This design comes from an exercise in tuning for small area and a short achievable clock period on the open sky130 flow, not from production work. Where RTL was checked, it was by simulation tests only, not by an equivalence proof against the original. Some runs may be left out. An edit can pass the tests and still lose a function that they never use. Function not checked in run 2: the RTL went through the layout flow alone. Power is estimated from default activity; no workload was simulated.

### design/flow/run.sh
#!/bin/bash
# synth_recipe.tcl (not shown) runs the flow's synth.tcl, then flattens the netlist and writes it again
# the make line also repeats each setting of config.mk as NAME=value (left out here)
make -C /OpenROAD-flow-scripts/flow DESIGN_CONFIG=/design/flow/config.mk WORK_HOME=/design/flow/orfs CLKGATE_MAP_FILE= SYNTH_SCRIPT=/design/flow/synth_recipe.tcl finish
### design/flow/config.mk
export PLATFORM = sky130hd
export DESIGN_NAME = system
export DESIGN_NICKNAME = system
export VERILOG_FILES = /design/flow/design.v
export SDC_FILE = /design/flow/constraint.sdc
export NUM_CORES = 4
export LEC_CHECK = 0
export CAP_MARGIN = 20
export CORE_MARGIN = 2
export CORE_UTILIZATION = 30
export PLACE_DENSITY = 0.4
export SETUP_SLACK_MARGIN = 0.3
export SLEW_MARGIN = 20
### design/flow/constraint.sdc
create_clock -name core_clock -period 10.0 [get_ports {clk}]
set_input_delay 2.0000 -clock core_clock [delete_from_list [all_inputs] [get_ports {clk}]]
set_output_delay 2.0000 -clock core_clock [all_outputs]
set_load 0.01 [all_outputs]
### design/flow/design.v
module control(op, 
					reg_dst, reg_write, 
					alu_src, alu_op, 
					mem_to_reg, mem_read, mem_write, 
					branch, jump
					);
	input [5:0]op;
	output  alu_src,reg_dst, reg_write,   
			 mem_to_reg, mem_read, mem_write, 
			 branch, jump;
	output [1:0]alu_op;
	reg reg_dst, reg_write, 
			 alu_src, 
			 mem_to_reg, mem_read, mem_write, 
			 branch, jump;
	reg [1:0]alu_op;
	always@(*)begin
	  case(op)
	      6'd0: begin  reg_dst=1'b1;
			               reg_write=1'b1; 
			               alu_src=1'b0;
							       alu_op=2'd2;
			               mem_to_reg=1'b0; 
							       mem_read=1'b0; 
							       mem_write=1'b0; 
			               branch=1'b0; 
							       jump=1'b0;
 					    end 
			6'd4: begin  reg_dst=1'b0; 
			             reg_write=1'b0; 
			             alu_src=1'b0; 
							     alu_op=2'd1;
			             mem_to_reg=1'b0; 
							     mem_read=1'b0; 
							     mem_write=1'b0; 
			             branch=1'b1; 
							     jump=1'b0;
 					end
			6'd35: begin  reg_dst=1'b0; 
			              reg_write=1'b1; 
			              alu_src=1'b1; 
							      alu_op=2'd0;
			              mem_to_reg=1'b1; 
							      mem_read=1'b1;
							      mem_write=1'b0; 
			              branch=1'b0; 
							      jump=1'b0;
 					end
			6'd43: begin  reg_dst=1'b0; 
			              reg_write=1'b0; 
			              alu_src=1'b1; 
							      alu_op=2'd0;
			              mem_to_reg=1'b0; 
							      mem_read=1'b0; 
							      mem_write=1'b1; 
			              branch=1'b0; 
							      jump=1'b0;
 					end
			6'd2: begin  reg_dst=1'b0; 
			             reg_write=1'b0; 
			             alu_src=1'b0; 
							     alu_op=2'd0;
			             mem_to_reg=1'b0; 
							     mem_read=1'b0; 
							     mem_write=1'b0; 
			             branch=1'b0; 
							     jump=1'b1;
 					end
 			default:begin     
 			             reg_dst=1'b0; 
			             reg_write=1'b0; 
			             alu_src=1'b0; 
							     alu_op=2'd0;
			             mem_to_reg=1'b0; 
							     mem_read=1'b0; 
							     mem_write=1'b0; 
			             branch=1'b0; 
							     jump=1'b0;
							     end  
					endcase
					end
	endmodule		
module alu_control(alu_op, funct, alu_operation);
	input [1:0]alu_op;
	input [5:0]funct;
	output [3:0]alu_operation;
	reg  [3:0]alu_operation;
	always@(*)begin 
     case(alu_op)
	      2'd0 :  alu_operation=4'd2 ;
			  2'd1 :  alu_operation=4'd6 ;
	      2'd2 :  begin
			case(funct)
			   6'd32 : alu_operation=4'd2 ;
				 6'd34 : alu_operation=4'd6 ;
				 6'd36 : alu_operation=4'd0 ;
				 6'd37 : alu_operation=4'd1 ;
				 6'd42 : alu_operation=4'd7 ;
				 default alu_operation=4'd0 ;
				endcase
			end
			default alu_operation=4'd0 ;
	  endcase
		end
endmodule
module program_counter(clk, rst, next_pc, pc);
	input clk, rst;
	input [31:0]next_pc;
	output [31:0]pc;
	reg    [31:0]pc;
	always@(posedge clk or posedge rst)
	 begin
	 if(rst)
	   pc<=32'b0;
	 else
	  pc<=next_pc;
	 end
endmodule
module reg_file(clk, rst, reg_write, 
					 read_addr_1, read_addr_2, write_addr, write_data, 
					 read_data_1, read_data_2
					 );
	input clk, rst, reg_write;
	input [4:0]read_addr_1, read_addr_2,write_addr;
	input [31:0]write_data;
	output [31:0]read_data_1, read_data_2;
	reg    [31:0]read_data_1, read_data_2;
	reg    [31:0]register[31:0];
  integer i;
	always@(posedge clk or posedge rst)begin
	  if(rst)
      for(i=0;i<32;i=i+1)
	       register[i] <= 32'd0; 
	  else if(reg_write)
		     register[write_addr]<=write_data; 
   end
	always@(*)begin
		 if(read_addr_1==0)
		   read_data_1=32'd0;
		 else
		   read_data_1=register[read_addr_1];
		 if(read_addr_2==0)
		   read_data_2=32'd0;
		 else
		   read_data_2=register[read_addr_2];
   end
endmodule
module alu_32bit(in1, in2, alu_operation, alu_result, zero);
	input [31:0]in1, in2;
	input [3:0]alu_operation;
	output [31:0]alu_result;
	output zero;
	reg [31:0]alu_result;
	always@(*)begin
		case(alu_operation)
			4'd0 : alu_result = in1 & in2;
			4'd1  : alu_result = in1 | in2;
			4'd2 : alu_result = in1 + in2;
			4'd6 : alu_result = in1 - in2;
			4'd7 : alu_result = ($signed(in1) < $signed(in2)) ? 32'd1 : 32'd0;
			4'd12 : alu_result = ~(in1 | in2);
			default : alu_result = 32'd0;
		endcase
	end
	assign zero = (alu_result == 32'd0);
endmodule
module adder_32bit(in1, in2, sum);
	input [31:0]in1, in2;
	output [31:0]sum;
	assign sum = in1 + in2;
endmodule
module sign_extend(in, out);
	input [15:0]in;
	output [31:0]out;
	reg  [31:0]out;
	always@(in)
	 begin
	 if(in[15])begin
	    out[31:16]<=16'b1111111111111111;
		 out[15:0]<=in[15:0];
		 end
	else 
	   begin
	    out[31:16]<=16'b000000000000000;
		 out[15:0]<=in[15:0];
		 end
 end
endmodule
module system(clk, rst, 
				  instruction, data_mem_out, 
				  mem_read, mem_write, 
				  alu_out, reg_file_out_2, pc
				  );
	input clk, rst;
	input [31:0]instruction, data_mem_out;
	output mem_read, mem_write;
	output [31:0]alu_out, reg_file_out_2, pc;
	wire [5:0]op         = instruction[31:26];
	wire [4:0]rs         = instruction[25:21];
	wire [4:0]rt         = instruction[20:16];
	wire [4:0]rd         = instruction[15:11];
	wire [4:0]shamt      = instruction[10:6];
	wire [5:0]funct      = instruction[5:0];
	wire [15:0]immediate = instruction[15:0];
	wire [25:0]address   = instruction[25:0];
	wire reg_dst;					 
	wire reg_write;
	wire alu_src;
	wire [1:0]alu_op;
	wire mem_to_reg;
	wire branch;
	wire jump;
	wire [3:0]alu_operation;	 
	wire [31:0]next_pc;			 
	wire [4:0]mux1_out;			 
	wire [31:0]mux2_out;
	wire [31:0]reg_file_out_1;
	wire [31:0]reg_file_out_2;
	wire [31:0]mux3_out;			 
	wire [31:0]alu_out;
	wire zero;
	wire [31:0]sign_extend_out;
	wire [31:0]pc_add_4;			 
	wire [31:0]adder2_out;
	wire pc_src;					 
	wire [31:0]jump_addr;
	control C(.op(op), 
				    .reg_dst(reg_dst), 
				    .reg_write(reg_write), 
				    .alu_src(alu_src), 
				    .alu_op(alu_op), 
				    .mem_to_reg(mem_to_reg), 
				    .mem_read(mem_read), 
				    .mem_write(mem_write), 
			    	 .branch(branch), 
				    .jump(jump)
				 );
	alu_control ALU_C(.alu_op(alu_op), 
							      .funct(funct), 
							      .alu_operation(alu_operation)
							      );
	program_counter PC(.clk(clk), 
							       .rst(rst), 
							       .next_pc(next_pc), 
							       .pc(pc)
							       );
	reg_file RF(.clk(clk), 
					    .rst(rst), 
					    .reg_write(reg_write), 
					    .read_addr_1(rs), 
					    .read_addr_2(rt), 
					    .write_addr(mux1_out), 
					    .write_data(mux2_out), 
					    .read_data_1(reg_file_out_1), 
					    .read_data_2(reg_file_out_2)
					    );
	alu_32bit ALU(.in1(reg_file_out_1), 
					      .in2(mux3_out), 
					      .alu_operation(alu_operation), 
					      .alu_result(alu_out), 
					      .zero(zero)
					     );
	adder_32bit ADD1(.in1(4), 
						  .in2(pc), 
						  .sum(pc_add_4)
						  );
	adder_32bit ADD2(.in1(pc_add_4), 
						       .in2({sign_extend_out[29:0],2'b00}), 
						       .sum(adder2_out)
						  );
	sign_extend SE(.in(immediate), 
						     .out(sign_extend_out)
						     );
	assign next_pc = jump ? jump_addr :
						  pc_src ? adder2_out :
						  pc_add_4;
	assign mux1_out = reg_dst ? rd : rt;
	assign mux2_out = mem_to_reg ? data_mem_out : alu_out;
	assign mux3_out = alu_src ? sign_extend_out : reg_file_out_2;
	assign pc_src = branch & zero;
	assign jump_addr={pc_add_4[31:28],address,2'b00};
endmodule
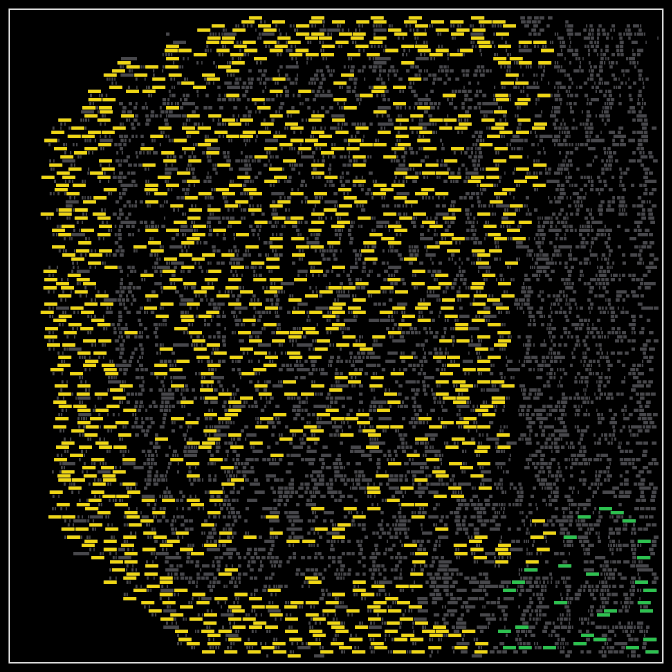
Figure 1: run 1, sequential cells colored by instance or generate block.
Other cells in gray.
- green: `PC` (placed flops 30; where lower right)
- yellow: `RF` (placed flops 992)
die area: 0.188 mm2
final std cells w/o fill: 9563
Final Util: 0.393

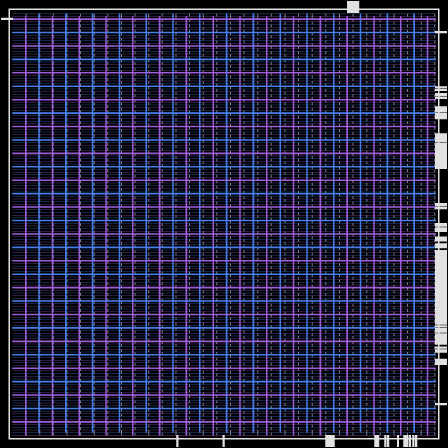
Figure 2: run 1, floorplan with the power grid.
Pins as bars on the die edge. Tap cells in gray.
- blue: VDD
- purple: VSS
- signal pins: 164
- met4 straps: 31
- rows: 157
- met5 straps: 31
Die H: 434 um
IR drop worst, VDD: 0.145 mV
die width: 434 um

==> summary.txt, run 1 <==
status timing/DRC/antenna clean; # diodes 10; flop-to-flop setup slack 3410 ps; LEAKAGE around 31 nW; met3 Resource Use GR 0.106; max reg flops 992; htree depth 3; Hold Buf Count CTS 0; CTS tree built; GR Util met2 0.546; multi-input combinational cell area 0.0288 mm2; Pre-antenna DRT Iters 9; TritonCTS Buffers 120; Max Fanout on Critical Path 15; Metal-1 WL 143000 um; multiplexer share of the synthesized area 0.0137; area grow syn2layout 30.0%; Top cell by count, worst path nor2_1; inverter count 111; final setup fails 0; Critical Path Sink alu_out[31]; Crit Reg-Reg Endpoint PC.pc[24]$_DFF_PP0_; Net Sw Frac 0.286; most common library cells after synthesis nand2_1 (1214), o21ai_0 (1047), dfrtp_1 (1022); CP Class input port to primary output; WHS ~510 ps; met2 wire len about 150000 um; setup ws final 348 ps; hpwl dp approximately 240000 um; top_reg_cell synth dfrtp_1; Clock Latency Late Sink around 820 ps; DR iter-0 viols 8829; final net count 7183; DP Area roughly 0.067 mm2; CP max stage cell nor2_4; CP startpoint instruction[23]; cells along the critical path clkdlybuf4s50_1, nand2b_1, buf_12, nor2_4, buf_4, buf_12, a22o_1, a221oi_1, nand3_1, nor2_1, a22o_1, inv_1, ha_1, a21oi_1, o21ai_0, a21o_1, a21oi_1, nor2_1, a211o_1, a31oi_1, nor2_1, o21ai_0, o211ai_1, dlygate4sd2_1; post-synth top area share 0.462; maxcap violations 0; P per Cell Area roughly 150 mW/mm2; placed cells 9293; RSZ-0062 raised after global routing yes; Hold EP RF.register[10][15]$_DFFE_PP0P_; part of the power in registers 0.402; Signal buffers 1076; clk sinks around 1000; WP data required approximately 8000 ps; Worst path depth 24; Clk pwr share 0.449; Psw 3.08 mW; seq_cells roughly 1000; top flop regs RF.register: 992 flops, PC.pc: 30 flops; ranking of synthesized cells by area dfrtp_1 (46%), o21ai_0 (9.5%), nand2_1 (8.2%); Final period util 0.965; startpoint class of the critical path input port; Simple-Gate Fraction of Synth Area 0.149; row cnt about 160; most frequent cells in the layout nand2_1 (1179), o21ai_0 (1037), dfrtp_1 (1022); clock-pin slew on the worst setup and hold paths 70 ps; clk buf depth 3; Fmax 104 MHz; DP Worst Slack -697 ps; multi-input gates 4657
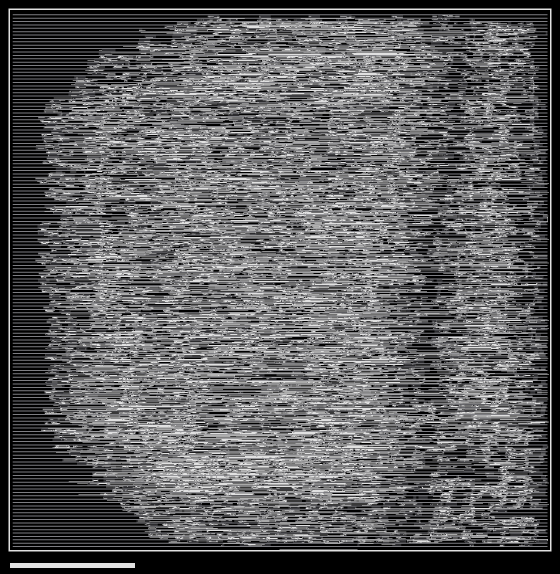
Figure 3: run 1, the metal 1 layer.
Bar = 100 um. Supply wires on this layer in gray. Cells faint in the background.
- longest straight run: 248 um
- share of all routed wire: 41%
GR Util met1: 0.483
via count: 58900
WL final: 349000 um

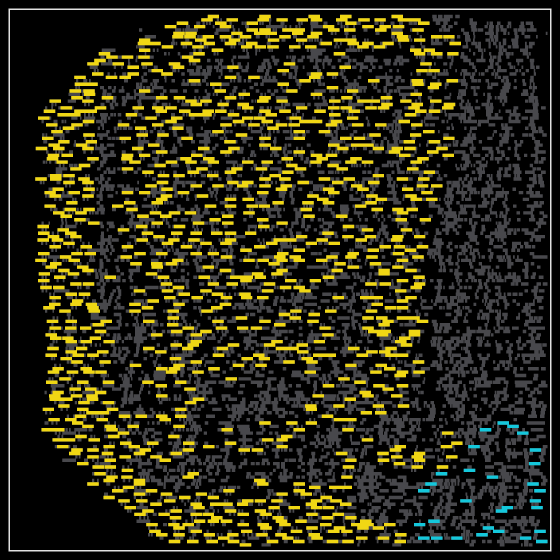
Figure 4: run 1, register map, names as in the netlist.
Other cells in gray.
- cyan: `PC.pc` (placed flops 30; where lower right)
- yellow: `RF.register` (placed flops 992)
P_seq: 4.32 mW
sequential share of cell area: 0.355
register area: 0.0256 mm2

--- run 2 (diff from run 1) ---
==> design/flow/design.v (replaced) <==
module control(op, reg_write, r_type, mem_read, mem_write, branch, jump);
	input [5:0] op;
	output reg_write, r_type, mem_read, mem_write, branch, jump;
	wire is_r  = (op == 6'd0);
	assign mem_read  = (op == 6'd35);
	assign mem_write = (op == 6'd43);
	assign reg_write = is_r | mem_read;
	assign r_type    = ~op[5] & ~op[2] & ~op[1];
	assign branch    = op[2];
	assign jump      = op[1] & ~op[0];
endmodule
module alu_control(r_type, funct, sub, logic_op, or_op, slt_op);
	input r_type;
	input [5:0] funct;
	output sub, logic_op, or_op, slt_op;
	assign sub      = r_type & funct[1];
	assign logic_op = r_type & funct[2];
	assign or_op    = funct[0];
	assign slt_op   = r_type & funct[3];
endmodule
module program_counter(clk, rst, next_pc, pc);
	input clk, rst;
	input [29:0] next_pc;
	output [29:0] pc;
	reg [29:0] pc;
	always @(posedge clk or posedge rst)
		if (rst) pc <= 30'd0;
		else pc <= next_pc;
endmodule
module reg_file(clk, rst, reg_write,
                read_addr_1, read_addr_2, write_addr, write_data,
                read_data_1, read_data_2);
	input clk, rst, reg_write;
	input [4:0] read_addr_1, read_addr_2, write_addr;
	input [31:0] write_data;
	output [31:0] read_data_1, read_data_2;
	reg [31:1] valid;
	wire [31:0] q [1:31];
	wire [31:1] sel1, sel2;
	genvar i;
	generate
		for (i = 1; i < 32; i = i + 1) begin : r
			reg [31:0] data;
			wire we = reg_write & (write_addr == i);
			always @(posedge clk)
				if (we) data <= write_data;
			always @(posedge clk or posedge rst)
				if (rst) valid[i] <= 1'b0;
				else if (we) valid[i] <= 1'b1;
			assign q[i] = data;
			assign sel1[i] = valid[i] & (read_addr_1 == i);
			assign sel2[i] = valid[i] & (read_addr_2 == i);
		end
	endgenerate
	reg [31:0] rd1, rd2;
	integer k;
	always @(*) begin
		rd1 = 32'd0;
		rd2 = 32'd0;
		for (k = 1; k < 32; k = k + 1) begin
			rd1 = rd1 | ({32{sel1[k]}} & q[k]);
			rd2 = rd2 | ({32{sel2[k]}} & q[k]);
		end
	end
	assign read_data_1 = rd1;
	assign read_data_2 = rd2;
endmodule
module alu_32bit(in1, in2, sub, logic_op, or_op, slt_op, alu_result);
	input [31:0] in1, in2;
	input sub, logic_op, or_op, slt_op;
	output [31:0] alu_result;
	wire [31:0] b = in2 ^ {32{sub}};
	wire [32:0] s = {in1, 1'b1} + {b, sub};
	wire [31:0] sum = s[32:1];
	wire lt = (in1[31] ^ in2[31]) ? in1[31] : sum[31];
	wire [31:0] lg = or_op ? (in1 | in2) : (in1 & in2);
	assign alu_result = logic_op ? lg : slt_op ? {31'd0, lt} : sum;
endmodule
module adder_32bit(in1, in2, sum);
	input [29:0] in1, in2;
	output [29:0] sum;
	assign sum = in1 + in2;
endmodule
module sign_extend(in, out);
	input [15:0] in;
	output [31:0] out;
	assign out = {{16{in[15]}}, in};
endmodule
module system(clk, rst,
              instruction, data_mem_out,
              mem_read, mem_write,
              alu_out, reg_file_out_2, pc);
	input clk, rst;
	input [31:0] instruction, data_mem_out;
	output mem_read, mem_write;
	output [31:0] alu_out, reg_file_out_2, pc;
	wire [5:0] op        = instruction[31:26];
	wire [4:0] rs        = instruction[25:21];
	wire [4:0] rt        = instruction[20:16];
	wire [4:0] rd        = instruction[15:11];
	wire [5:0] funct     = instruction[5:0];
	wire [15:0] immediate = instruction[15:0];
	wire [25:0] address  = instruction[25:0];
	wire reg_write, r_type, branch, jump;
	wire sub, logic_op, or_op, slt_op;
	wire [31:0] reg_file_out_1;
	wire [31:0] sign_extend_out;
	wire [29:0] pc_w, pc_add_4, branch_target, next_pc;
	control C(.op(op), .reg_write(reg_write), .r_type(r_type),
	          .mem_read(mem_read), .mem_write(mem_write),
	          .branch(branch), .jump(jump));
	alu_control ALU_C(.r_type(r_type), .funct(funct), .sub(sub),
	                  .logic_op(logic_op), .or_op(or_op), .slt_op(slt_op));
	program_counter PC(.clk(clk), .rst(rst), .next_pc(next_pc), .pc(pc_w));
	reg_file RF(.clk(clk), .rst(rst), .reg_write(reg_write),
	            .read_addr_1(rs), .read_addr_2(rt),
	            .write_addr(r_type ? rd : rt),
	            .write_data(mem_read ? data_mem_out : alu_out),
	            .read_data_1(reg_file_out_1), .read_data_2(reg_file_out_2));
	sign_extend SE(.in(immediate), .out(sign_extend_out));
	alu_32bit ALU(.in1(reg_file_out_1),
	              .in2(r_type ? reg_file_out_2 : sign_extend_out),
	              .sub(sub), .logic_op(logic_op), .or_op(or_op), .slt_op(slt_op),
	              .alu_result(alu_out));
	adder_32bit ADD1(.in1(pc_w), .in2(30'd1), .sum(pc_add_4));
	adder_32bit ADD2(.in1(pc_add_4), .in2(sign_extend_out[29:0]), .sum(branch_target));
	wire beq_taken = branch & (reg_file_out_1 == reg_file_out_2);
	assign next_pc = jump ? {pc_add_4[29:26], address} :
	                 beq_taken ? branch_target : pc_add_4;
	assign pc = {pc_w, 2'b00};
endmodule
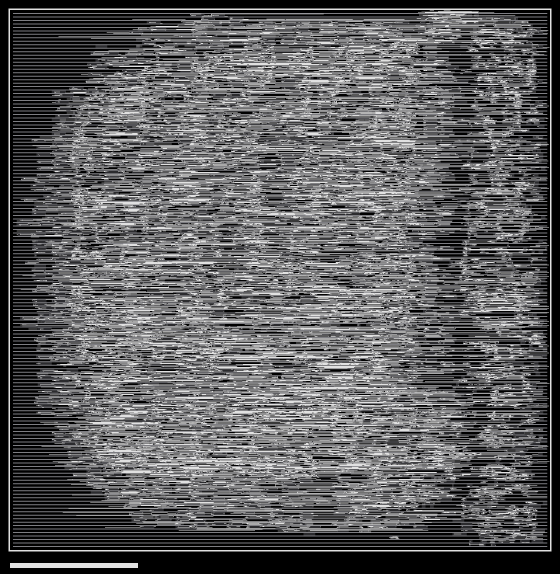
Figure 5: run 2, the metal 1 layer.
Bar = 100 um. Supply wires on this layer in gray. Cells faint in the background.
- main direction: horizontal
- longest straight run: 195 um
- wire length on this layer: 136 mm
- share of all routed wire: 38%
via count: 50600
WL final: 364000 um
GR Util met1: 0.512

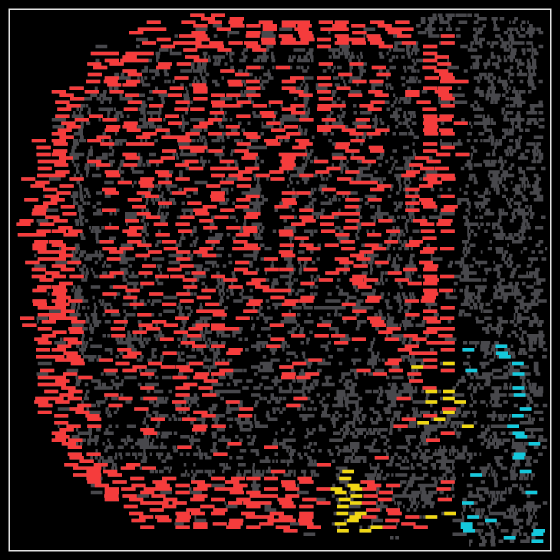
Figure 6: run 2, register map, names as in the netlist.
Other cells in gray.
- cyan: `PC.pc` (placed flops 30; where lower right)
- yellow: `RF.valid` (placed flops 31)
- red: `RF.r.data` (placed flops 992; where widely spread)
register area: 0.0313 mm2
P_seq: 5.05 mW

==> summary.txt, run 2 <==
Final Max Slew Viols 0; LEAKAGE 24.3 nW (-23%); cells along the critical path clkdlybuf4s50_1, buf_4, buf_4, and3b_4, and3_2, buf_4, a222oi_1, nor4bb_2, nand3_1, buf_4, ha_1, nand4_1, buf_4, o21a_1, o21ai_0, a31oi_2, o21ai_2, xnor2_1, a211o_1, nand2_1, clkdlybuf4s50_1; Worst Path Buf+Inv 7; max reg flops 992 (unchanged); hpwl dp 246000 um (+3.4%); Post-CTS Resized 110; Crit Reg-Reg Endpoint RF.r[6].data[29]$_DFFE_PP_; FILL cells 16800; Core Box Area 0.174 mm2; setup bufs post-CTS 6; Pre-antenna DRT Iters 12 (+3); start of the worst register-to-register path RF.valid[4]$_DFFE_PP0P_; setup ws final 238 ps (-110 ps); Pwr Total 11.5 mW; DR iter-0 viols 9657 (+9.4%); vias in the first global route 46900; Metal-1 WL 136000 um (-4.7%); critical path's top delay family buffers and inverters; Worst EP arrival just under 8000 ps; Reg2Reg Depth 25; post-synthesis compound-gate area fraction 0.130; area leader, netlist edfxtp_1; die width 422 um (-2.8%); IR drop worst, VDD 0.178 mV (+23%); Clock Buffer Count 135; most frequent cells in the layout edfxtp_1 (992), nand3_1 (659), buf_4 (597); clk sinks 1053 (+3.0%); most common library cells after synthesis edfxtp_1 (992), nand3_1 (659), a22oi_1 (384); DRC Markers 0; Post-Synthesis Cells 4321; CP max stage cell clkdlybuf4s50_1; layout cells sized above 1 0.238; Setup crit end kind primary output; # diodes 26 (+16); multi-input combinational cell area 0.0204 mm2 (-29%); CP startpoint instruction[23]; Clock-cell share 0.0623; Clk Tree Root Cell clkbuf_16; startpoint class of the critical path input port; yosys warns 2; top flop regs RF.r.data: 992 flops, RF.valid: 31 flops, PC.pc: 30 flops; combinational logic power between 1.5 and 2 mW; XOR/XNOR Fraction of Synth Area 0.0233; CTS tree built; commonest non-fill, non-tap cell in the layout edfxtp_1; global-route wire length before repair 469000 um; TritonCTS Buffers 121 (+0.83%); status timing/DRC/antenna clean; Least-Margin Pin Slew 1240 ps; Setup Skew 35.6 ps; sequential share of cell area 0.468 (+0.113); Post-synth EDFFs 992; total gr overflow 0; die area 0.178 mm2 (-5.5%); largest net degree at the start of global routing 62; multiplexer share of the synthesized area 0.0117 (-0.00198); Power Clock 4.78 mW; combinational family with the most area after synthesis simple AND/OR/NAND/NOR gates; seq_cells 1053 (+3.0%); Detail Route met3 WL 48100 um; Synth async-reset ratio 0.0579; PortBufs ~160; Hold EP RF.valid[1]$_DFFE_PP0P_; io pins approximately 160; Clock Latency Late Sink 790 ps (-30 ps); cell area after layout 0.0669 mm2; inverter count 33 (-70%); final net count 5046 (-30%); buffering overhead 0.118; Starting Density 0.301; Max Fanout on Critical Path 12 (-3); area grow syn2layout 27.8%; met3 Resource Use GR 0.123 (+0.0169); via density per instance about 7; Signal buffers 852 (-21%); Comb pwr share 0.141; multi-input logic portion of the cell area 0.305; Final period util 0.976 (+0.0110); synth unique cells 84; met2 wire len 153000 um (+2.9%); multi-input gates 2855 (-39%); GRT Util Overall 0.396; placed cells 7099 (-24%); Critical Path Sink alu_out[0]; Hold Path Origin RF.valid[1]$_DFFE_PP0P_; worst stage delay on the critical path 540 ps; Psw 3.15 mW (+2.4%); final setup fails 0 (unchanged); flop-to-flop setup slack 3330 ps (-80 ps); Die H 422 um (-2.8%); WHS 514 ps (+5.08 ps); Hold Crit Depth 2; clock-pin slew on the worst setup and hold paths 60 ps (about the same); Int Pwr 8.31 mW; Clk pwr share 0.418 (-0.031); CP Class input port to primary output; Hold Crit Class flip-flop to flip-flop; row cnt 153 (-2.5%); top_reg_cell synth edfxtp_1; Top cell by count, worst path buf_4; setup TNS 0 ps; P per Cell Area 171 mW/mm2 (+15%); sequential fraction of the synthesis area 0.599; ranking of synthesized cells by area edfxtp_1 (57%), nand3_1 (6.3%), a22oi_1 (5.5%); final std cells w/o fill 7371 (-23%); largest register by flop count RF.r.data; Tap Count 2325; Largest Pwr Group registers; maxcap violations 0 (unchanged); routability cong. ~1; clk buf depth 3 (unchanged); Yosys reg bits 1053; Top Usage Layer GRT met2; mean post-synth cell area 12.1 um2; htree depth 3 (unchanged); area share of fa/ha/maj cells after synthesis 0.0214; Final Util 0.385 (-0.00759); DRT antenna net count 0; post-synth top area share 0.569 (+0.107); Net Sw Frac 0.275 (-0.0110); synthesized cell area about 0.052 mm2; Hold Buf Count CTS 0 (unchanged); Worst path depth 21 (-13%); Fmax 102 MHz (-1.1%); initial antenna violation count 33; DP Worst Slack -488 ps (+208 ps); Max-area cell class flip-flops and latches; Max-slew headroom 0.176; RSZ-0062 raised after global routing yes; most frequent cell after synthesis edfxtp_1; post-layout min period 9760 ps; WP data required 8000 ps (about the same); GR Util met2 0.583 (+0.0374); Fin. Hold Viols 0; Top Metal Used met5; part of the power in registers 0.441 (+0.039); DP Area 0.0618 mm2 (-7.2%); Simple-Gate Fraction of Synth Area 0.181 (+0.0312); DR WL/cell 49.4 um
--- run 3 (diff from run 2) ---
--- a/design/flow/design.v
+++ b/design/flow/design.v
@@ -38,11 +38,16 @@
 	wire [31:0] q [1:31];
 	wire [31:1] sel1, sel2;
-	genvar i;
+	genvar i, b;
 	generate
 		for (i = 1; i < 32; i = i + 1) begin : r
 			reg [31:0] data;
+			wire [31:0] next;
 			wire we = reg_write & (write_addr == i);
+			wire wen = ~we;
+			for (b = 0; b < 32; b = b + 1) begin : h
+				rf_hold H(.we(we), .wen(wen), .wd(write_data[b]), .q(data[b]), .d(next[b]));
+			end
 			always @(posedge clk)
-				if (we) data <= write_data;
+				data <= next;
 			always @(posedge clk or posedge rst)
 				if (rst) valid[i] <= 1'b0;
@@ -52,17 +57,61 @@
 			assign sel2[i] = valid[i] & (read_addr_2 == i);
 		end
+		for (b = 0; b < 32; b = b + 1) begin : m
+			wire [31:1] d;
+			for (i = 1; i < 32; i = i + 1) begin : c
+				assign d[i] = q[i][b];
+			end
+			rf_read_bit P1(.sel(sel1), .d(d), .y(read_data_1[b]));
+			rf_read_bit P2(.sel(sel2), .d(d), .y(read_data_2[b]));
+		end
 	endgenerate
-	reg [31:0] rd1, rd2;
-	integer k;
-	always @(*) begin
-		rd1 = 32'd0;
-		rd2 = 32'd0;
-		for (k = 1; k < 32; k = k + 1) begin
-			rd1 = rd1 | ({32{sel1[k]}} & q[k]);
-			rd2 = rd2 | ({32{sel2[k]}} & q[k]);
+endmodule
+module rf_hold(we, wen, wd, q, d);
+	input we, wen, wd, q;
+	output d;
+	assign d = (we & wd) | (wen & q);
+endmodule
+module rf_read_bit(sel, d, y);
+	input [31:1] sel, d;
+	output y;
+	wire [10:0] n;
+	genvar j;
+	generate
+		for (j = 0; j < 10; j = j + 1) begin : g
+			rf_aoi222 A(.a1(sel[3*j+1]), .a2(d[3*j+1]), .b1(sel[3*j+2]), .b2(d[3*j+2]),
+			            .c1(sel[3*j+3]), .c2(d[3*j+3]), .y(n[j]));
 		end
-	end
-	assign read_data_1 = rd1;
-	assign read_data_2 = rd2;
+	endgenerate
+	rf_nand2 N0(.a(sel[31]), .b(d[31]), .y(n[10]));
+	wire [2:0] o;
+	rf_nand4 N1(.a(n[0]), .b(n[1]), .c(n[2]), .d(n[3]), .y(o[0]));
+	rf_nand4 N2(.a(n[4]), .b(n[5]), .c(n[6]), .d(n[7]), .y(o[1]));
+	rf_nand3 N3(.a(n[8]), .b(n[9]), .c(n[10]), .y(o[2]));
+	rf_or3 O(.a(o[0]), .b(o[1]), .c(o[2]), .y(y));
+endmodule
+module rf_aoi222(a1, a2, b1, b2, c1, c2, y);
+	input a1, a2, b1, b2, c1, c2;
+	output y;
+	assign y = ~((a1 & a2) | (b1 & b2) | (c1 & c2));
+endmodule
+module rf_nand2(a, b, y);
+	input a, b;
+	output y;
+	assign y = ~(a & b);
+endmodule
+module rf_nand3(a, b, c, y);
+	input a, b, c;
+	output y;
+	assign y = ~(a & b & c);
+endmodule
+module rf_nand4(a, b, c, d, y);
+	input a, b, c, d;
+	output y;
+	assign y = ~(a & b & c & d);
+endmodule
+module rf_or3(a, b, c, y);
+	input a, b, c;
+	output y;
+	assign y = a | b | c;
 endmodule
 module alu_32bit(in1, in2, sub, logic_op, or_op, slt_op, alu_result);
@@ -118,10 +167,10 @@
 	            .write_data(mem_read ? data_mem_out : alu_out),
 	            .read_data_1(reg_file_out_1), .read_data_2(reg_file_out_2));
-	sign_extend SE(.in(immediate), .out(sign_extend_out));
+	assign sign_extend_out = {{16{immediate[15]}}, immediate};
 	alu_32bit ALU(.in1(reg_file_out_1),
 	              .in2(r_type ? reg_file_out_2 : sign_extend_out),
 	              .sub(sub), .logic_op(logic_op), .or_op(or_op), .slt_op(slt_op),
 	              .alu_result(alu_out));
-	adder_32bit ADD1(.in1(pc_w), .in2(30'd1), .sum(pc_add_4));
+	assign pc_add_4 = pc_w + 30'd1;
 	adder_32bit ADD2(.in1(pc_add_4), .in2(sign_extend_out[29:0]), .sum(branch_target));
 	wire beq_taken = branch & (reg_file_out_1 == reg_file_out_2);
--- a/design/flow/config.mk
+++ b/design/flow/config.mk
@@ -8,6 +8,8 @@
 export CAP_MARGIN = 20
 export CORE_MARGIN = 2
-export CORE_UTILIZATION = 30
-export PLACE_DENSITY = 0.4
-export SETUP_SLACK_MARGIN = 0.3
+export CORE_UTILIZATION = 55
+export CTS_BUF_LIST = sky130_fd_sc_hd__clkbuf_4 sky130_fd_sc_hd__clkbuf_8
+export PLACE_DENSITY = 0.65
+export SETUP_SLACK_MARGIN = 2.5
 export SLEW_MARGIN = 20
+export SYNTH_HIERARCHICAL = 1
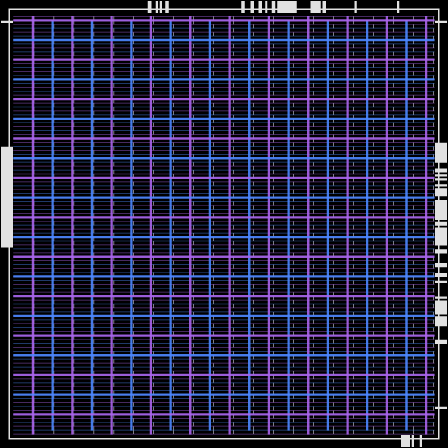
Figure 7: run 3, floorplan with the power grid.
Pins as bars on the die edge. Tap cells in gray.
- blue: VDD
- purple: VSS
- rows: 106
- signal pins: 164
- tap cells: 1134
- met1 rails: 107
die width: 295 um
Core Box Area: 0.0838 mm2

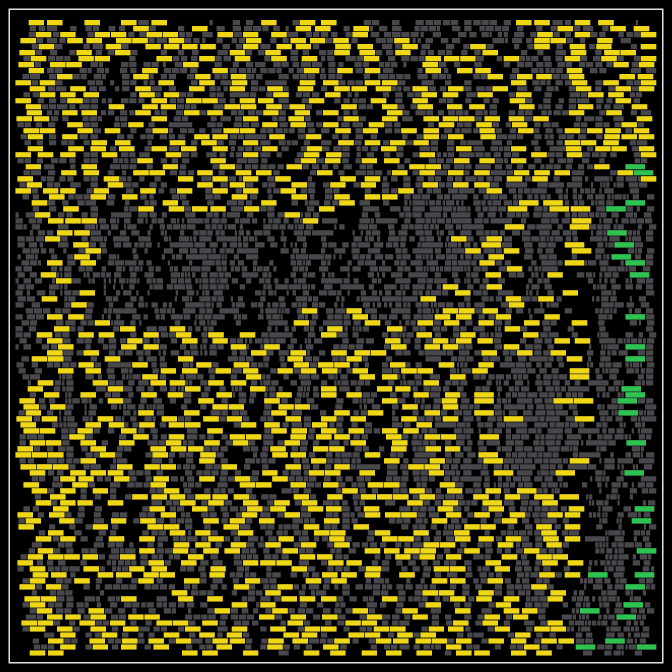
Figure 8: run 3, sequential cells colored by instance or generate block.
Other cells in gray.
- green: `PC` (placed flops 30; where a vertical strip on the right)
- yellow: `RF` (placed flops 1023; where widely spread)
die area: 0.0873 mm2
final std cells w/o fill: 6092
Final Util: 0.694

==> summary.txt, run 3 <==
largest net degree at the start of global routing 52 (-16%); DRC Markers 0 (unchanged); Max-slew headroom 0.125 (-0.0514); Yosys reg bits 1053 (unchanged); DR WL/cell 37.9 um (-23%); met3 Resource Use GR 0.220 (+0.0963); Top Metal Used met5; GR Util met2 0.664 (+0.0815); sequential fraction of the synthesis area 0.458 (-0.141); DP Area 0.0512 mm2 (-17%); Simple-Gate Fraction of Synth Area 0.0936 (-0.0869); Top Usage Layer GRT met2; Psw 3.15 mW (-0.14%); Clock-cell share 0.0641 (+0.00186); setup bufs post-CTS 100 (+94); Final Max Slew Viols 0 (unchanged); most frequent cells in the layout dfxtp_1 (992), a22o_1 (992), a222oi_1 (640); Largest Pwr Group registers; multi-input combinational cell area 0.0268 mm2 (+32%); Post-synth EDFFs 0 (-100%); Setup Skew 62.6 ps (+27.1 ps); register area 0.0214 mm2 (-32%); post-synthesis compound-gate area fraction 0.370 (+0.240); Hold Crit Class flip-flop to flip-flop; most common library cells after synthesis a22o_1 (992), dfxtp_1 (992), a222oi_1 (640); ranking of synthesized cells by area dfxtp_1 (43%), a22o_1 (19%), a222oi_1 (14%); worst stage delay on the critical path 560 ps (+20 ps); Synth async-reset ratio 0.0579 (unchanged); Final period util 0.888 (-0.0880); area leader, netlist dfxtp_1; Net Sw Frac 0.298 (+0.0230); Comb pwr share 0.170 (+0.029); Hold EP RF.r[12].data[19]$_DFF_P_; DRT antenna net count 0 (unchanged); final setup fails 0 (unchanged); CP startpoint instruction[22]; cells along the critical path clkdlybuf4s15_2, buf_4, and3b_1, and3_4, buf_6, a222oi_1, nand4_1, or3_1, ha_1, nand4_1, o211ai_4, o2111ai_4, a211oi_4, buf_6, buf_6, nor3_4, o32ai_4, buf_2; cell area after layout 0.0582 mm2 (-13%); Starting Density 0.557 (+0.256); via density per instance 8.22 (+20%); part of the power in registers 0.434 (-0.007); combinational family with the most area after synthesis compound AO/OA/AOI/OAI gates; Metal-1 WL 81600 um (-40%); Reg2Reg Depth 19 (-24%); DP Worst Slack 173 ps (+662 ps); PortBufs 161 (unchanged); inverter count 27 (-18%); total gr overflow 0 (unchanged); flop-to-flop setup slack 3840 ps (+510 ps); area grow syn2layout 24.6%; Hold Buf Count CTS 0 (unchanged); placed cells 5582 (-21%); Hold Path Origin RF.r[12].data[19]$_DFF_P_; Worst EP arrival 6880 ps (-880 ps); Max Fanout on Critical Path 23 (+11); sequential share of cell area 0.367 (-0.101); Setup crit end kind primary output; vias in the first global route 45400 (-3.1%); io pins 164 (unchanged); GRT Util Overall 0.507 (+0.110); multiplexer share of the synthesized area 0.0201 (+0.00844); post-synth top area share 0.425 (-0.144); WHS 499 ps (-15.0 ps); area share of fa/ha/maj cells after synthesis 0.0215 (+0.000151); met2 wire len 87100 um (-43%); multi-input gates 3082 (+8.0%); largest register by flop count RF.r.data; P per Cell Area 181 mW/mm2 (+5.9%); clk buf depth 3 (unchanged); CTS tree built; buffering overhead 0.0803 (-0.0382); Least-Margin Pin Slew 1310 ps (+74.1 ps); Pwr Total 10.6 mW (-7.8%); final net count 4936 (-2.2%); # diodes 26 (unchanged); Power Clock 4.17 mW (-13%); combinational logic power 1.80 mW (+11%); via count 50100 (-1.0%); Clk pwr share 0.395 (-0.023); Worst Path Buf+Inv 6 (-1); Fin. Hold Viols 0 (unchanged); Hold Crit Depth 1 (-1); routability cong. 0.992 (-1.0%); layout cells sized above 1 0.214 (-0.0241); Worst path depth 18 (-14%); setup ws final 1120 ps (+880 ps); yosys warns 8 (+6); post-layout min period 8880 ps (-880 ps); htree depth 4 (+1); LEAKAGE 22.5 nW (-7.5%); DR iter-0 viols 12500 (+29%); mean post-synth cell area 11.1 um2 (-8.5%); CP max stage cell or3_1; Clk Tree Root Cell clkbuf_8; Post-CTS Resized 407 (+270%); Signal buffers 471 (-45%); Pre-antenna DRT Iters 17 (+5); GR Util met1 0.658 (+0.145); CP Class input port to primary output; XOR/XNOR Fraction of Synth Area 0.0261 (+0.00279); TritonCTS Buffers 168 (+39%); start of the worst register-to-register path RF.valid[16]$_DFFE_PP0P_; status timing/DRC/antenna clean; row cnt 106 (-31%)
==> run 4: too many edits to list; what changed since run 3 <==
design/flow/design.v: 180 -> 547 lines; modules unchanged: 9
  reg_file: edited, 39 -> 39 lines
  rf_read_bit: edited, 18 -> 18 lines
  rf_nor3: new, 5 lines
  alu_32bit: edited, 11 -> 302 lines
  alu_bit: new, 10 lines
  alu_asel: new, 5 lines
  alu_bsel: new, 5 lines
  alu_gp: new, 6 lines
  alu_res: new, 7 lines
  alu_slt: new, 6 lines
  alu_aoi21: new, 5 lines
  alu_oai21: new, 5 lines
  alu_nand2: new, 5 lines
  alu_nor2: new, 5 lines
  alu_inv: new, 5 lines
  alu_muxi: new, 5 lines
  adder_32bit: edited, 5 -> 5 lines
  system: edited, 43 -> 50 lines
  removed: rf_or3
==> module alu_bit as of run 4 <==
module alu_bit(a_n, rt_n, imm, r_type, sub, logic_op, or_op, arith, g, p, x0n, x1n);
	input a_n, rt_n, imm, r_type, sub, logic_op, or_op, arith;
	output g, p, x0n, x1n;
	wire a, b;
	alu_asel A(.a_n(a_n), .sub(sub), .a(a));
	alu_bsel S(.rt_n(rt_n), .imm(imm), .r_type(r_type), .b(b));
	alu_gp GP(.a(a), .b(b), .g(g), .p(p));
	alu_res R(.g(g), .p(p), .sub(sub), .logic_op(logic_op), .or_op(or_op), .arith(arith),
	          .x0n(x0n), .x1n(x1n));
endmodule
==> module alu_aoi21 as of run 4 <==
module alu_aoi21(gh, ph, gl, y);
	input gh, ph, gl;
	output y;
	assign y = ~(gh | (ph & gl));
endmodule
==> module alu_nor2 as of run 4 <==
module alu_nor2(a, b, y);
	input a, b;
	output y;
	assign y = ~(a | b);
endmodule
==> module alu_nand2 as of run 4 <==
module alu_nand2(a, b, y);
	input a, b;
	output y;
	assign y = ~(a & b);
endmodule
==> module alu_slt as of run 4 <==
module alu_slt(slt, p31, a31_n, x0n, z0n, z1n);
	input slt, p31, a31_n, x0n;
	output z0n, z1n;
	assign z0n = slt ? ~(~p31 & ~a31_n) : x0n;
	assign z1n = slt ? ~(p31 | ~a31_n) : x0n;
endmodule
==> module rf_nor3 as of run 4 <==
module rf_nor3(a, b, c, y);
	input a, b, c;
	output y;
	assign y = ~(a | b | c);
endmodule
==> module system as of run 4 <==
module system(clk, rst,
              instruction, data_mem_out,
              mem_read, mem_write,
              alu_out, reg_file_out_2, pc);
	input clk, rst;
	input [31:0] instruction, data_mem_out;
	output mem_read, mem_write;
	output [31:0] alu_out, reg_file_out_2, pc;
	wire [5:0] op        = instruction[31:26];
	wire [4:0] rs        = instruction[25:21];
	wire [4:0] rt        = instruction[20:16];
	wire [4:0] rd        = instruction[15:11];
	wire [5:0] funct     = instruction[5:0];
	wire [15:0] immediate = instruction[15:0];
	wire [25:0] address  = instruction[25:0];
	wire reg_write, r_type, branch, jump;
	wire sub, logic_op, or_op, slt_op;
	wire [31:0] rd1_n, rd2_n;	 
	wire [31:0] sign_extend_out;
	wire [29:0] pc_w, pc_add_4, branch_target, next_pc;
	control C(.op(op), .reg_write(reg_write), .r_type(r_type),
	          .mem_read(mem_read), .mem_write(mem_write),
	          .branch(branch), .jump(jump));
	alu_control ALU_C(.r_type(r_type), .funct(funct), .sub(sub),
	                  .logic_op(logic_op), .or_op(or_op), .slt_op(slt_op));
	program_counter PC(.clk(clk), .rst(rst), .next_pc(next_pc), .pc(pc_w));
	reg_file RF(.clk(clk), .rst(rst), .reg_write(reg_write),
	            .read_addr_1(rs), .read_addr_2(rt),
	            .write_addr(r_type ? rd : rt),
	            .write_data(mem_read ? data_mem_out : alu_out),
	            .read_data_1(rd1_n), .read_data_2(rd2_n));
	assign reg_file_out_2 = ~rd2_n;
	assign sign_extend_out = {{16{immediate[15]}}, immediate};
	alu_32bit ALU(.in1_n(rd1_n), .rt_n(rd2_n), .imm(immediate), .r_type(r_type),
	              .sub(sub), .logic_op(logic_op), .or_op(or_op), .slt_op(slt_op),
	              .alu_result(alu_out));
	wire [16:0] lo_inc = {1'b0, pc_w[15:0]} + 17'd1;
	wire [13:0] hi_inc = pc_w[29:16] + 14'd1;
	wire [13:0] hi_dec = pc_w[29:16] - 14'd1;
	assign pc_add_4 = {lo_inc[16] ? hi_inc : pc_w[29:16], lo_inc[15:0]};
	wire [16:0] lo_br;
	adder_32bit ADD2(.in1(pc_w[15:0]), .in2(immediate), .sum(lo_br));
	wire imm_sign = immediate[15];
	assign branch_target = {(lo_br[16] == imm_sign) ? pc_w[29:16] :
	                        lo_br[16] ? hi_inc : hi_dec, lo_br[15:0]};
	wire beq_taken = branch & (rd1_n == rd2_n);
	assign next_pc = jump ? {pc_add_4[29:26], address} :
	                 beq_taken ? branch_target : pc_add_4;
	assign pc = {pc_w, 2'b00};
endmodule
==> module adder_32bit as of run 4 <==
module adder_32bit(in1, in2, sum);
	input [15:0] in1, in2;
	output [16:0] sum;
	assign sum = {1'b0, in1} + {1'b0, in2} + 17'd1;
endmodule
==> module alu_inv as of run 4 <==
module alu_inv(a, y);
	input a;
	output y;
	assign y = ~a;
endmodule
==> module alu_muxi as of run 4 <==
module alu_muxi(s, a0, a1, y);
	input s, a0, a1;
	output y;
	assign y = ~(s ? a1 : a0);
endmodule
==> module alu_oai21 as of run 4 <==
module alu_oai21(gh, ph, gl, y);
	input gh, ph, gl;
	output y;
	assign y = ~(gh & (ph | gl));
endmodule
==> module alu_asel as of run 4 <==
module alu_asel(a_n, sub, a);
	input a_n, sub;
	output a;
	assign a = ~a_n ^ sub;
endmodule
==> module alu_gp as of run 4 <==
module alu_gp(a, b, g, p);
	input a, b;
	output g, p;
	assign g = a & b;
	assign p = a ^ b;
endmodule
==> module alu_bsel as of run 4 <==
module alu_bsel(rt_n, imm, r_type, b);
	input rt_n, imm, r_type;
	output b;
	assign b = r_type ? ~rt_n : imm;
endmodule
==> module alu_res as of run 4 <==
module alu_res(g, p, sub, logic_op, or_op, arith, x0n, x1n);
	input g, p, sub, logic_op, or_op, arith;
	output x0n, x1n;
	wire other = logic_op & (g | (or_op & p));
	assign x0n = ~(arith ? (p ^ sub) : other);
	assign x1n = ~(arith ? ~(p ^ sub) : other);
endmodule
==> module reg_file as of run 4 <==
module reg_file(clk, rst, reg_write,
                read_addr_1, read_addr_2, write_addr, write_data,
                read_data_1, read_data_2);
	input clk, rst, reg_write;
	input [4:0] read_addr_1, read_addr_2, write_addr;
	input [31:0] write_data;
	output [31:0] read_data_1, read_data_2;	 
	reg [31:1] valid;
	wire [31:0] q [1:31];
	wire [31:1] sel1, sel2;
	genvar i, b;
	generate
		for (i = 1; i < 32; i = i + 1) begin : r
			reg [31:0] data;
			wire [31:0] next;
			wire we = reg_write & (write_addr == i);
			wire wen = ~we;
			for (b = 0; b < 32; b = b + 1) begin : h
				rf_hold H(.we(we), .wen(wen), .wd(write_data[b]), .q(data[b]), .d(next[b]));
			end
			always @(posedge clk)
				data <= next;
			always @(posedge clk or posedge rst)
				if (rst) valid[i] <= 1'b0;
				else if (we) valid[i] <= 1'b1;
			assign q[i] = data;
			assign sel1[i] = valid[i] & (read_addr_1 == i);
			assign sel2[i] = valid[i] & (read_addr_2 == i);
		end
		for (b = 0; b < 32; b = b + 1) begin : m
			wire [31:1] d;
			for (i = 1; i < 32; i = i + 1) begin : c
				assign d[i] = q[i][b];
			end
			rf_read_bit P1(.sel(sel1), .d(d), .y(read_data_1[b]));
			rf_read_bit P2(.sel(sel2), .d(d), .y(read_data_2[b]));
		end
	endgenerate
endmodule
==> module rf_read_bit as of run 4 <==
module rf_read_bit(sel, d, y);
	input [31:1] sel, d;
	output y;
	wire [10:0] n;
	genvar j;
	generate
		for (j = 0; j < 10; j = j + 1) begin : g
			rf_aoi222 A(.a1(sel[3*j+1]), .a2(d[3*j+1]), .b1(sel[3*j+2]), .b2(d[3*j+2]),
			            .c1(sel[3*j+3]), .c2(d[3*j+3]), .y(n[j]));
		end
	endgenerate
	rf_nand2 N0(.a(sel[31]), .b(d[31]), .y(n[10]));
	wire [2:0] o;
	rf_nand4 N1(.a(n[0]), .b(n[1]), .c(n[2]), .d(n[3]), .y(o[0]));
	rf_nand4 N2(.a(n[4]), .b(n[5]), .c(n[6]), .d(n[7]), .y(o[1]));
	rf_nand3 N3(.a(n[8]), .b(n[9]), .c(n[10]), .y(o[2]));
	rf_nor3 O(.a(o[0]), .b(o[1]), .c(o[2]), .y(y));
endmodule
==> design/flow/flow/run.sh (new file) <==
#!/bin/bash
# The standard layout (standard.sh: ORFS synth to finish) with three
# changes to how it is made:
#  - ABC's assumed output load is 5 fF instead of 5 pF, so hierarchical
#    synthesis does not upsize every small module's output;
#  - the resizer may swap cells across footprints;
#  - the port buffers are buf_4 instead of the default delay buffer.
# Each ORFS step keeps its own log under orfs/logs; make's output goes to
# flow_make.log here.
set -euo pipefail
bash standard.sh ABC_LOAD_IN_FF=0.005 MATCH_CELL_FOOTPRINT=0 \
  "BUFFER_PORTS_ARGS=-buffer_cell sky130_fd_sc_hd__buf_4" finish > flow_make.log 2>&1
==> design/flow/standard.sh (new file) <==
#!/bin/bash
# synth_recipe.tcl (not shown) runs the flow's synth.tcl, then flattens the netlist and writes it again
# the make line also repeats each setting of config.mk as NAME=value (left out here)
make -C /OpenROAD-flow-scripts/flow DESIGN_CONFIG=/design/flow/config.mk WORK_HOME=/design/flow/orfs CLKGATE_MAP_FILE= SYNTH_SCRIPT=/design/flow/synth_recipe.tcl "${@:-finish}"
--- a/design/flow/config.mk
+++ b/design/flow/config.mk
@@ -8,8 +8,8 @@
 export CAP_MARGIN = 20
 export CORE_MARGIN = 2
-export CORE_UTILIZATION = 55
+export CORE_UTILIZATION = 50
 export CTS_BUF_LIST = sky130_fd_sc_hd__clkbuf_4 sky130_fd_sc_hd__clkbuf_8
-export PLACE_DENSITY = 0.65
-export SETUP_SLACK_MARGIN = 2.5
+export PLACE_DENSITY = 0.6
+export SETUP_SLACK_MARGIN = 2.1
 export SLEW_MARGIN = 20
 export SYNTH_HIERARCHICAL = 1
removed: design/flow/run.sh
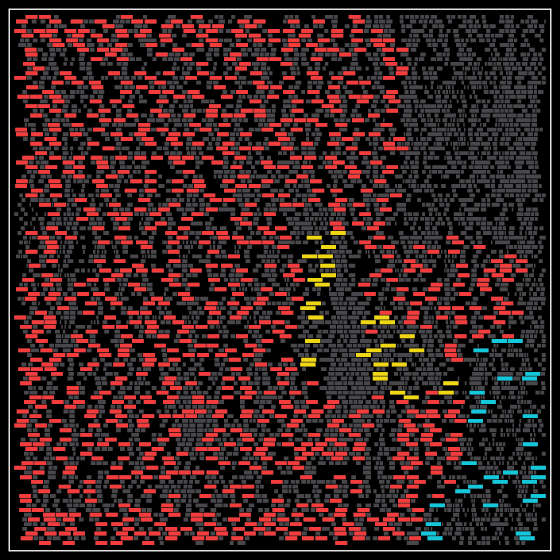
Figure 9: run 4, register map, names as in the netlist.
Other cells in gray.
- red: `RF.r.data` (placed flops 992; where widely spread)
- cyan: `PC.pc` (placed flops 30; where lower right)
- yellow: `RF.valid` (placed flops 31)
sequential share of cell area: 0.351
P_seq: 4.60 mW
Final Util: 0.643

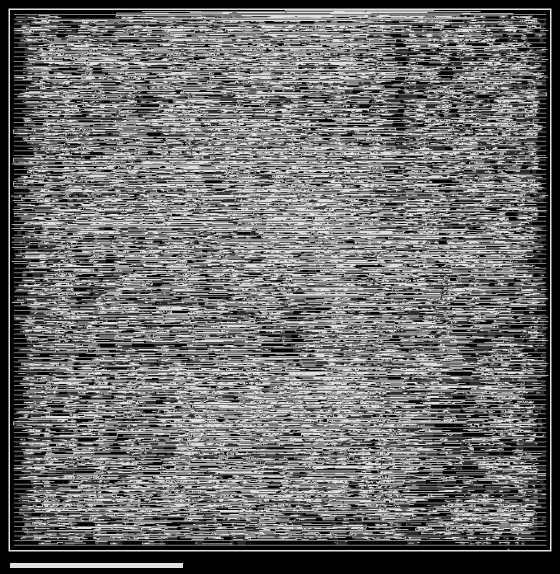
Figure 10: run 4, the metal 1 layer.
Bar = 100 um. Supply wires on this layer in gray. Cells faint in the background.
- main direction: horizontal
- wire length on this layer: 92.5 mm
- longest straight run: 144 um
GR Util met1: 0.625
via count: 53400
WL final: 261000 um

==> summary.txt, run 4 <==
Hold Path Origin PC.pc[29]$_DFF_PP0_; multi-input gates 3272 (+6.2%); critical path's top delay family simple AND/OR/NAND/NOR gates; buffering overhead 0.0851 (+0.00483); Hold Crit Class flip-flop to flip-flop; die area 0.0978 mm2 (+12%); RSZ-0062 raised after global routing yes; DR WL/cell 39.7 um (+4.8%); Psw 3.04 mW (-3.5%); htree depth 4 (unchanged); # diodes 24 (-7.7%); Hold Crit Depth 1 (unchanged); initial antenna violation count 24; synthesized cell area 0.0476 mm2; final setup fails 0 (unchanged); WHS 473 ps (-26.0 ps); Core Box Area 0.0947 mm2 (+13%); clk sinks about 1100; CP Class input port to primary output; Starting Density 0.503 (-0.0544); start of the worst register-to-register path RF.valid[21]$_DFFE_PP0P_; clk buf depth 3 (unchanged); largest register by flop count RF.r.data; largest net degree at the start of global routing 99 (+90%); Max-area cell class multi-input gates; Top Usage Layer GRT met2; area grow syn2layout 27.9%; Power Clock 4.24 mW (+2%); worst stage delay on the critical path 540 ps (-20 ps); DP Worst Slack 660 ps (+487 ps); vias in the first global route 47300 (+4.2%); register area 0.0214 mm2 (unchanged); DP Area 0.0522 mm2 (+1.9%); Hold Buf Count CTS 0 (unchanged); Crit Reg-Reg Endpoint RF.r[22].data[17]$_DFF_P_; final std cells w/o fill 6586 (+8.1%); GR Util met2 0.658 (-0.00594); Fmax around 120 MHz; WP data required 8000 ps; Clock Latency Late Sink just over 900 ps; startpoint class of the critical path input port; cells along the critical path buf_12, and3b_2, buf_4, and3_2, a222oi_1, nand4_1, nor3_4, buf_6, mux2i_4, ha_4, a21oi_4, o21ai_2, a21oi_2, o21ai_4, a21oi_4, mux2i_2, buf_4; clock-pin slew on the worst setup and hold paths 50 ps; Final period util 0.828 (-0.0604); Clk pwr share 0.411 (+0.016); Pre-antenna DRT Iters 31 (+14); multi-input combinational cell area 0.0286 mm2 (+6.5%); setup ws final 1720 ps (+604 ps); Tap Count 1265; LEAKAGE 24.0 nW (+6.8%); PortBufs 161 (unchanged); Worst EP arrival 6280 ps (-600 ps); routability cong. 0.990 (-0.25%); Worst Path Buf+Inv 4 (-2); DRT antenna net count 0 (unchanged); max reg flops 992; Metal-1 WL 92500 um (+13%); flop-to-flop setup slack 4130 ps (+290 ps); Max-slew headroom 0.143 (+0.0186); Top Metal Used met5; IR drop worst, VDD 0.146 mV; FILL cells 7789; met3 Resource Use GR 0.272 (+0.0523); final net count 5273 (+6.8%); total gr overflow 0 (unchanged); cell area after layout 0.0609 mm2 (+4.7%); Pwr Total 10.3 mW (-2.4%); yosys warns 8 (unchanged); DRC Markers 0 (unchanged); CTS tree built; Max Fanout on Critical Path 10 (-57%); placed cells 5943 (+6.5%); Clock-cell share 0.0629 (-0.00126); Die H 313 um; hpwl dp roughly 140000 um; row cnt 113 (+6.6%); status timing/DRC/antenna clean; GRT Util Overall 0.504 (-0.00273); TritonCTS Buffers 175 (+4.2%); Post-Synthesis Cells 4410; met2 wire len 97900 um (+12%); Worst path depth 17 (-1); Net Sw Frac 0.295 (-0.00339); Critical Path Sink alu_out[31]; Largest Pwr Group registers; via density per instance 8.11 (-1.3%); setup bufs post-CTS 139 (+39%); DR iter-0 viols 13500 (+8.3%); Setup crit end kind primary output; io pins 164 (unchanged); most frequent cells in the layout dfxtp_1 (992), a22o_1 (992), a222oi_1 (640); post-layout min period 8280 ps (-604 ps); Post-CTS Resized 288 (-29%); Signal buffers 565 (+20%); top flop regs RF.r.data: 992 flops, RF.valid: 31 flops, PC.pc: 30 flops; global-route wire length before repair 357000 um; inverter count 88 (+230%); Reg2Reg Depth 18 (-1); setup TNS 0 ps; multi-input logic portion of the cell area 0.469; Detail Route met3 WL 46900 um; Least-Margin Pin Slew 1290 ps (-24.8 ps); part of the power in registers 0.446 (+0.012); Hold EP PC.pc[29]$_DFF_PP0_; layout cells sized above 1 0.283 (+0.0693); CP startpoint instruction[17]; CP max stage cell nand4_1; P per Cell Area 169 mW/mm2 (-6.8%); Int Pwr 7.27 mW; die width 313 um (+5.8%); combinational logic power 1.47 mW (-18%); Fin. Hold Viols 0 (unchanged); Comb pwr share 0.143 (-0.027); Clock Buffer Count 271; Clk Tree Root Cell clkbuf_8; Setup Skew 53.2 ps (-9.42 ps); seq_cells 1053; Final Max Slew Viols 0 (unchanged); maxcap violations 0; mean post-synth cell area 10.8 um2 (-2.5%)
--- run 5 (diff from run 4) ---
--- a/design/flow/config.mk
+++ b/design/flow/config.mk
@@ -8,7 +8,7 @@
 export CAP_MARGIN = 20
 export CORE_MARGIN = 2
-export CORE_UTILIZATION = 50
+export CORE_UTILIZATION = 55
 export CTS_BUF_LIST = sky130_fd_sc_hd__clkbuf_4 sky130_fd_sc_hd__clkbuf_8
-export PLACE_DENSITY = 0.6
+export PLACE_DENSITY = 0.65
 export SETUP_SLACK_MARGIN = 2.1
 export SLEW_MARGIN = 20
==> summary.txt, run 5 <==
TritonCTS Buffers 170 (-2.9%); Post-CTS Resized 272 (-5.6%); clk buf depth 3 (unchanged); die width 298 um (-4.6%); Err [ERROR GRT-0232] Routing congestion too high. Check the congestion heatmap in the GUI.; GR Util met2 0.713; Failed at global routing; yosys warns 8 (unchanged); clk sinks 1053 (unchanged); Die H 298 um (-4.6%); mean post-synth cell area 10.8 um2 (unchanged); io pins 164 (unchanged); GR Util met1 0.655; DP Area 0.0522 mm2 (about the same); Clk Tree Root Cell clkbuf_8; GRT Util Overall 0.541; total gr overflow 1; status stopped before the end; routability cong. 1.02 (+3.5%); Starting Density 0.557 (+0.0540); Hold Buf Count CTS 0 (unchanged); row cnt 107 (-5.3%); synthesized cell area 0.0476 mm2 (unchanged); hpwl dp 143000 um (about the same); Top Usage Layer GRT met2; largest net degree at the start of global routing 103; met3 Resource Use GR 0.297; htree depth 4 (unchanged); DP Worst Slack 685 ps (+25.5 ps); setup bufs post-CTS 87 (-37%); placed cells 5862 (-1.4%); Post-Synthesis Cells 4410 (unchanged); PortBufs 161 (unchanged)

port drivers added, routing unchanged:
The results above use ideal ports. As a check the final layouts listed here were re-extracted and re-timed, cells and wires unchanged.
Step 1: set_driving_cell puts a clkbuf_16 on clk and a buf_2 on each other input, an assumption about the parent block.
Step 2 times the ports against the registers' clock, not the clock port: input delays grow and output delays shrink by t, the midpoint of the rising clock arrivals with the driver on.
Slacks: no drivers / after step 1 / after step 2; pairs: no drivers / after step 1.
| run | t, ns | slack for setup (ns) | latest minus earliest clock arrival (ns) | worst slew at a driven data input, ns |
|---|---|---|---|---|
| run 1 | 0.873 | 0.348 / 0.259 / 0.259 | 0.073 / 0.073 | 0.14 |
| run 2 | 0.876 | 0.238 / 0.191 / 0.191 | 0.035 / 0.036 | 0.10 |
| run 3 | 0.995 | 1.119 / 1.005 / 1.005 | 0.062 / 0.063 | 0.17 |
| run 4 | 0.955 | 1.723 / 1.539 / 1.539 | 0.053 / 0.054 | 0.26 |
After both steps setup and hold are still met in every run listed. For run 4, which loses most, drivers alone change the setup slack by -0.184 ns; drivers and shift together by -0.184 ns.
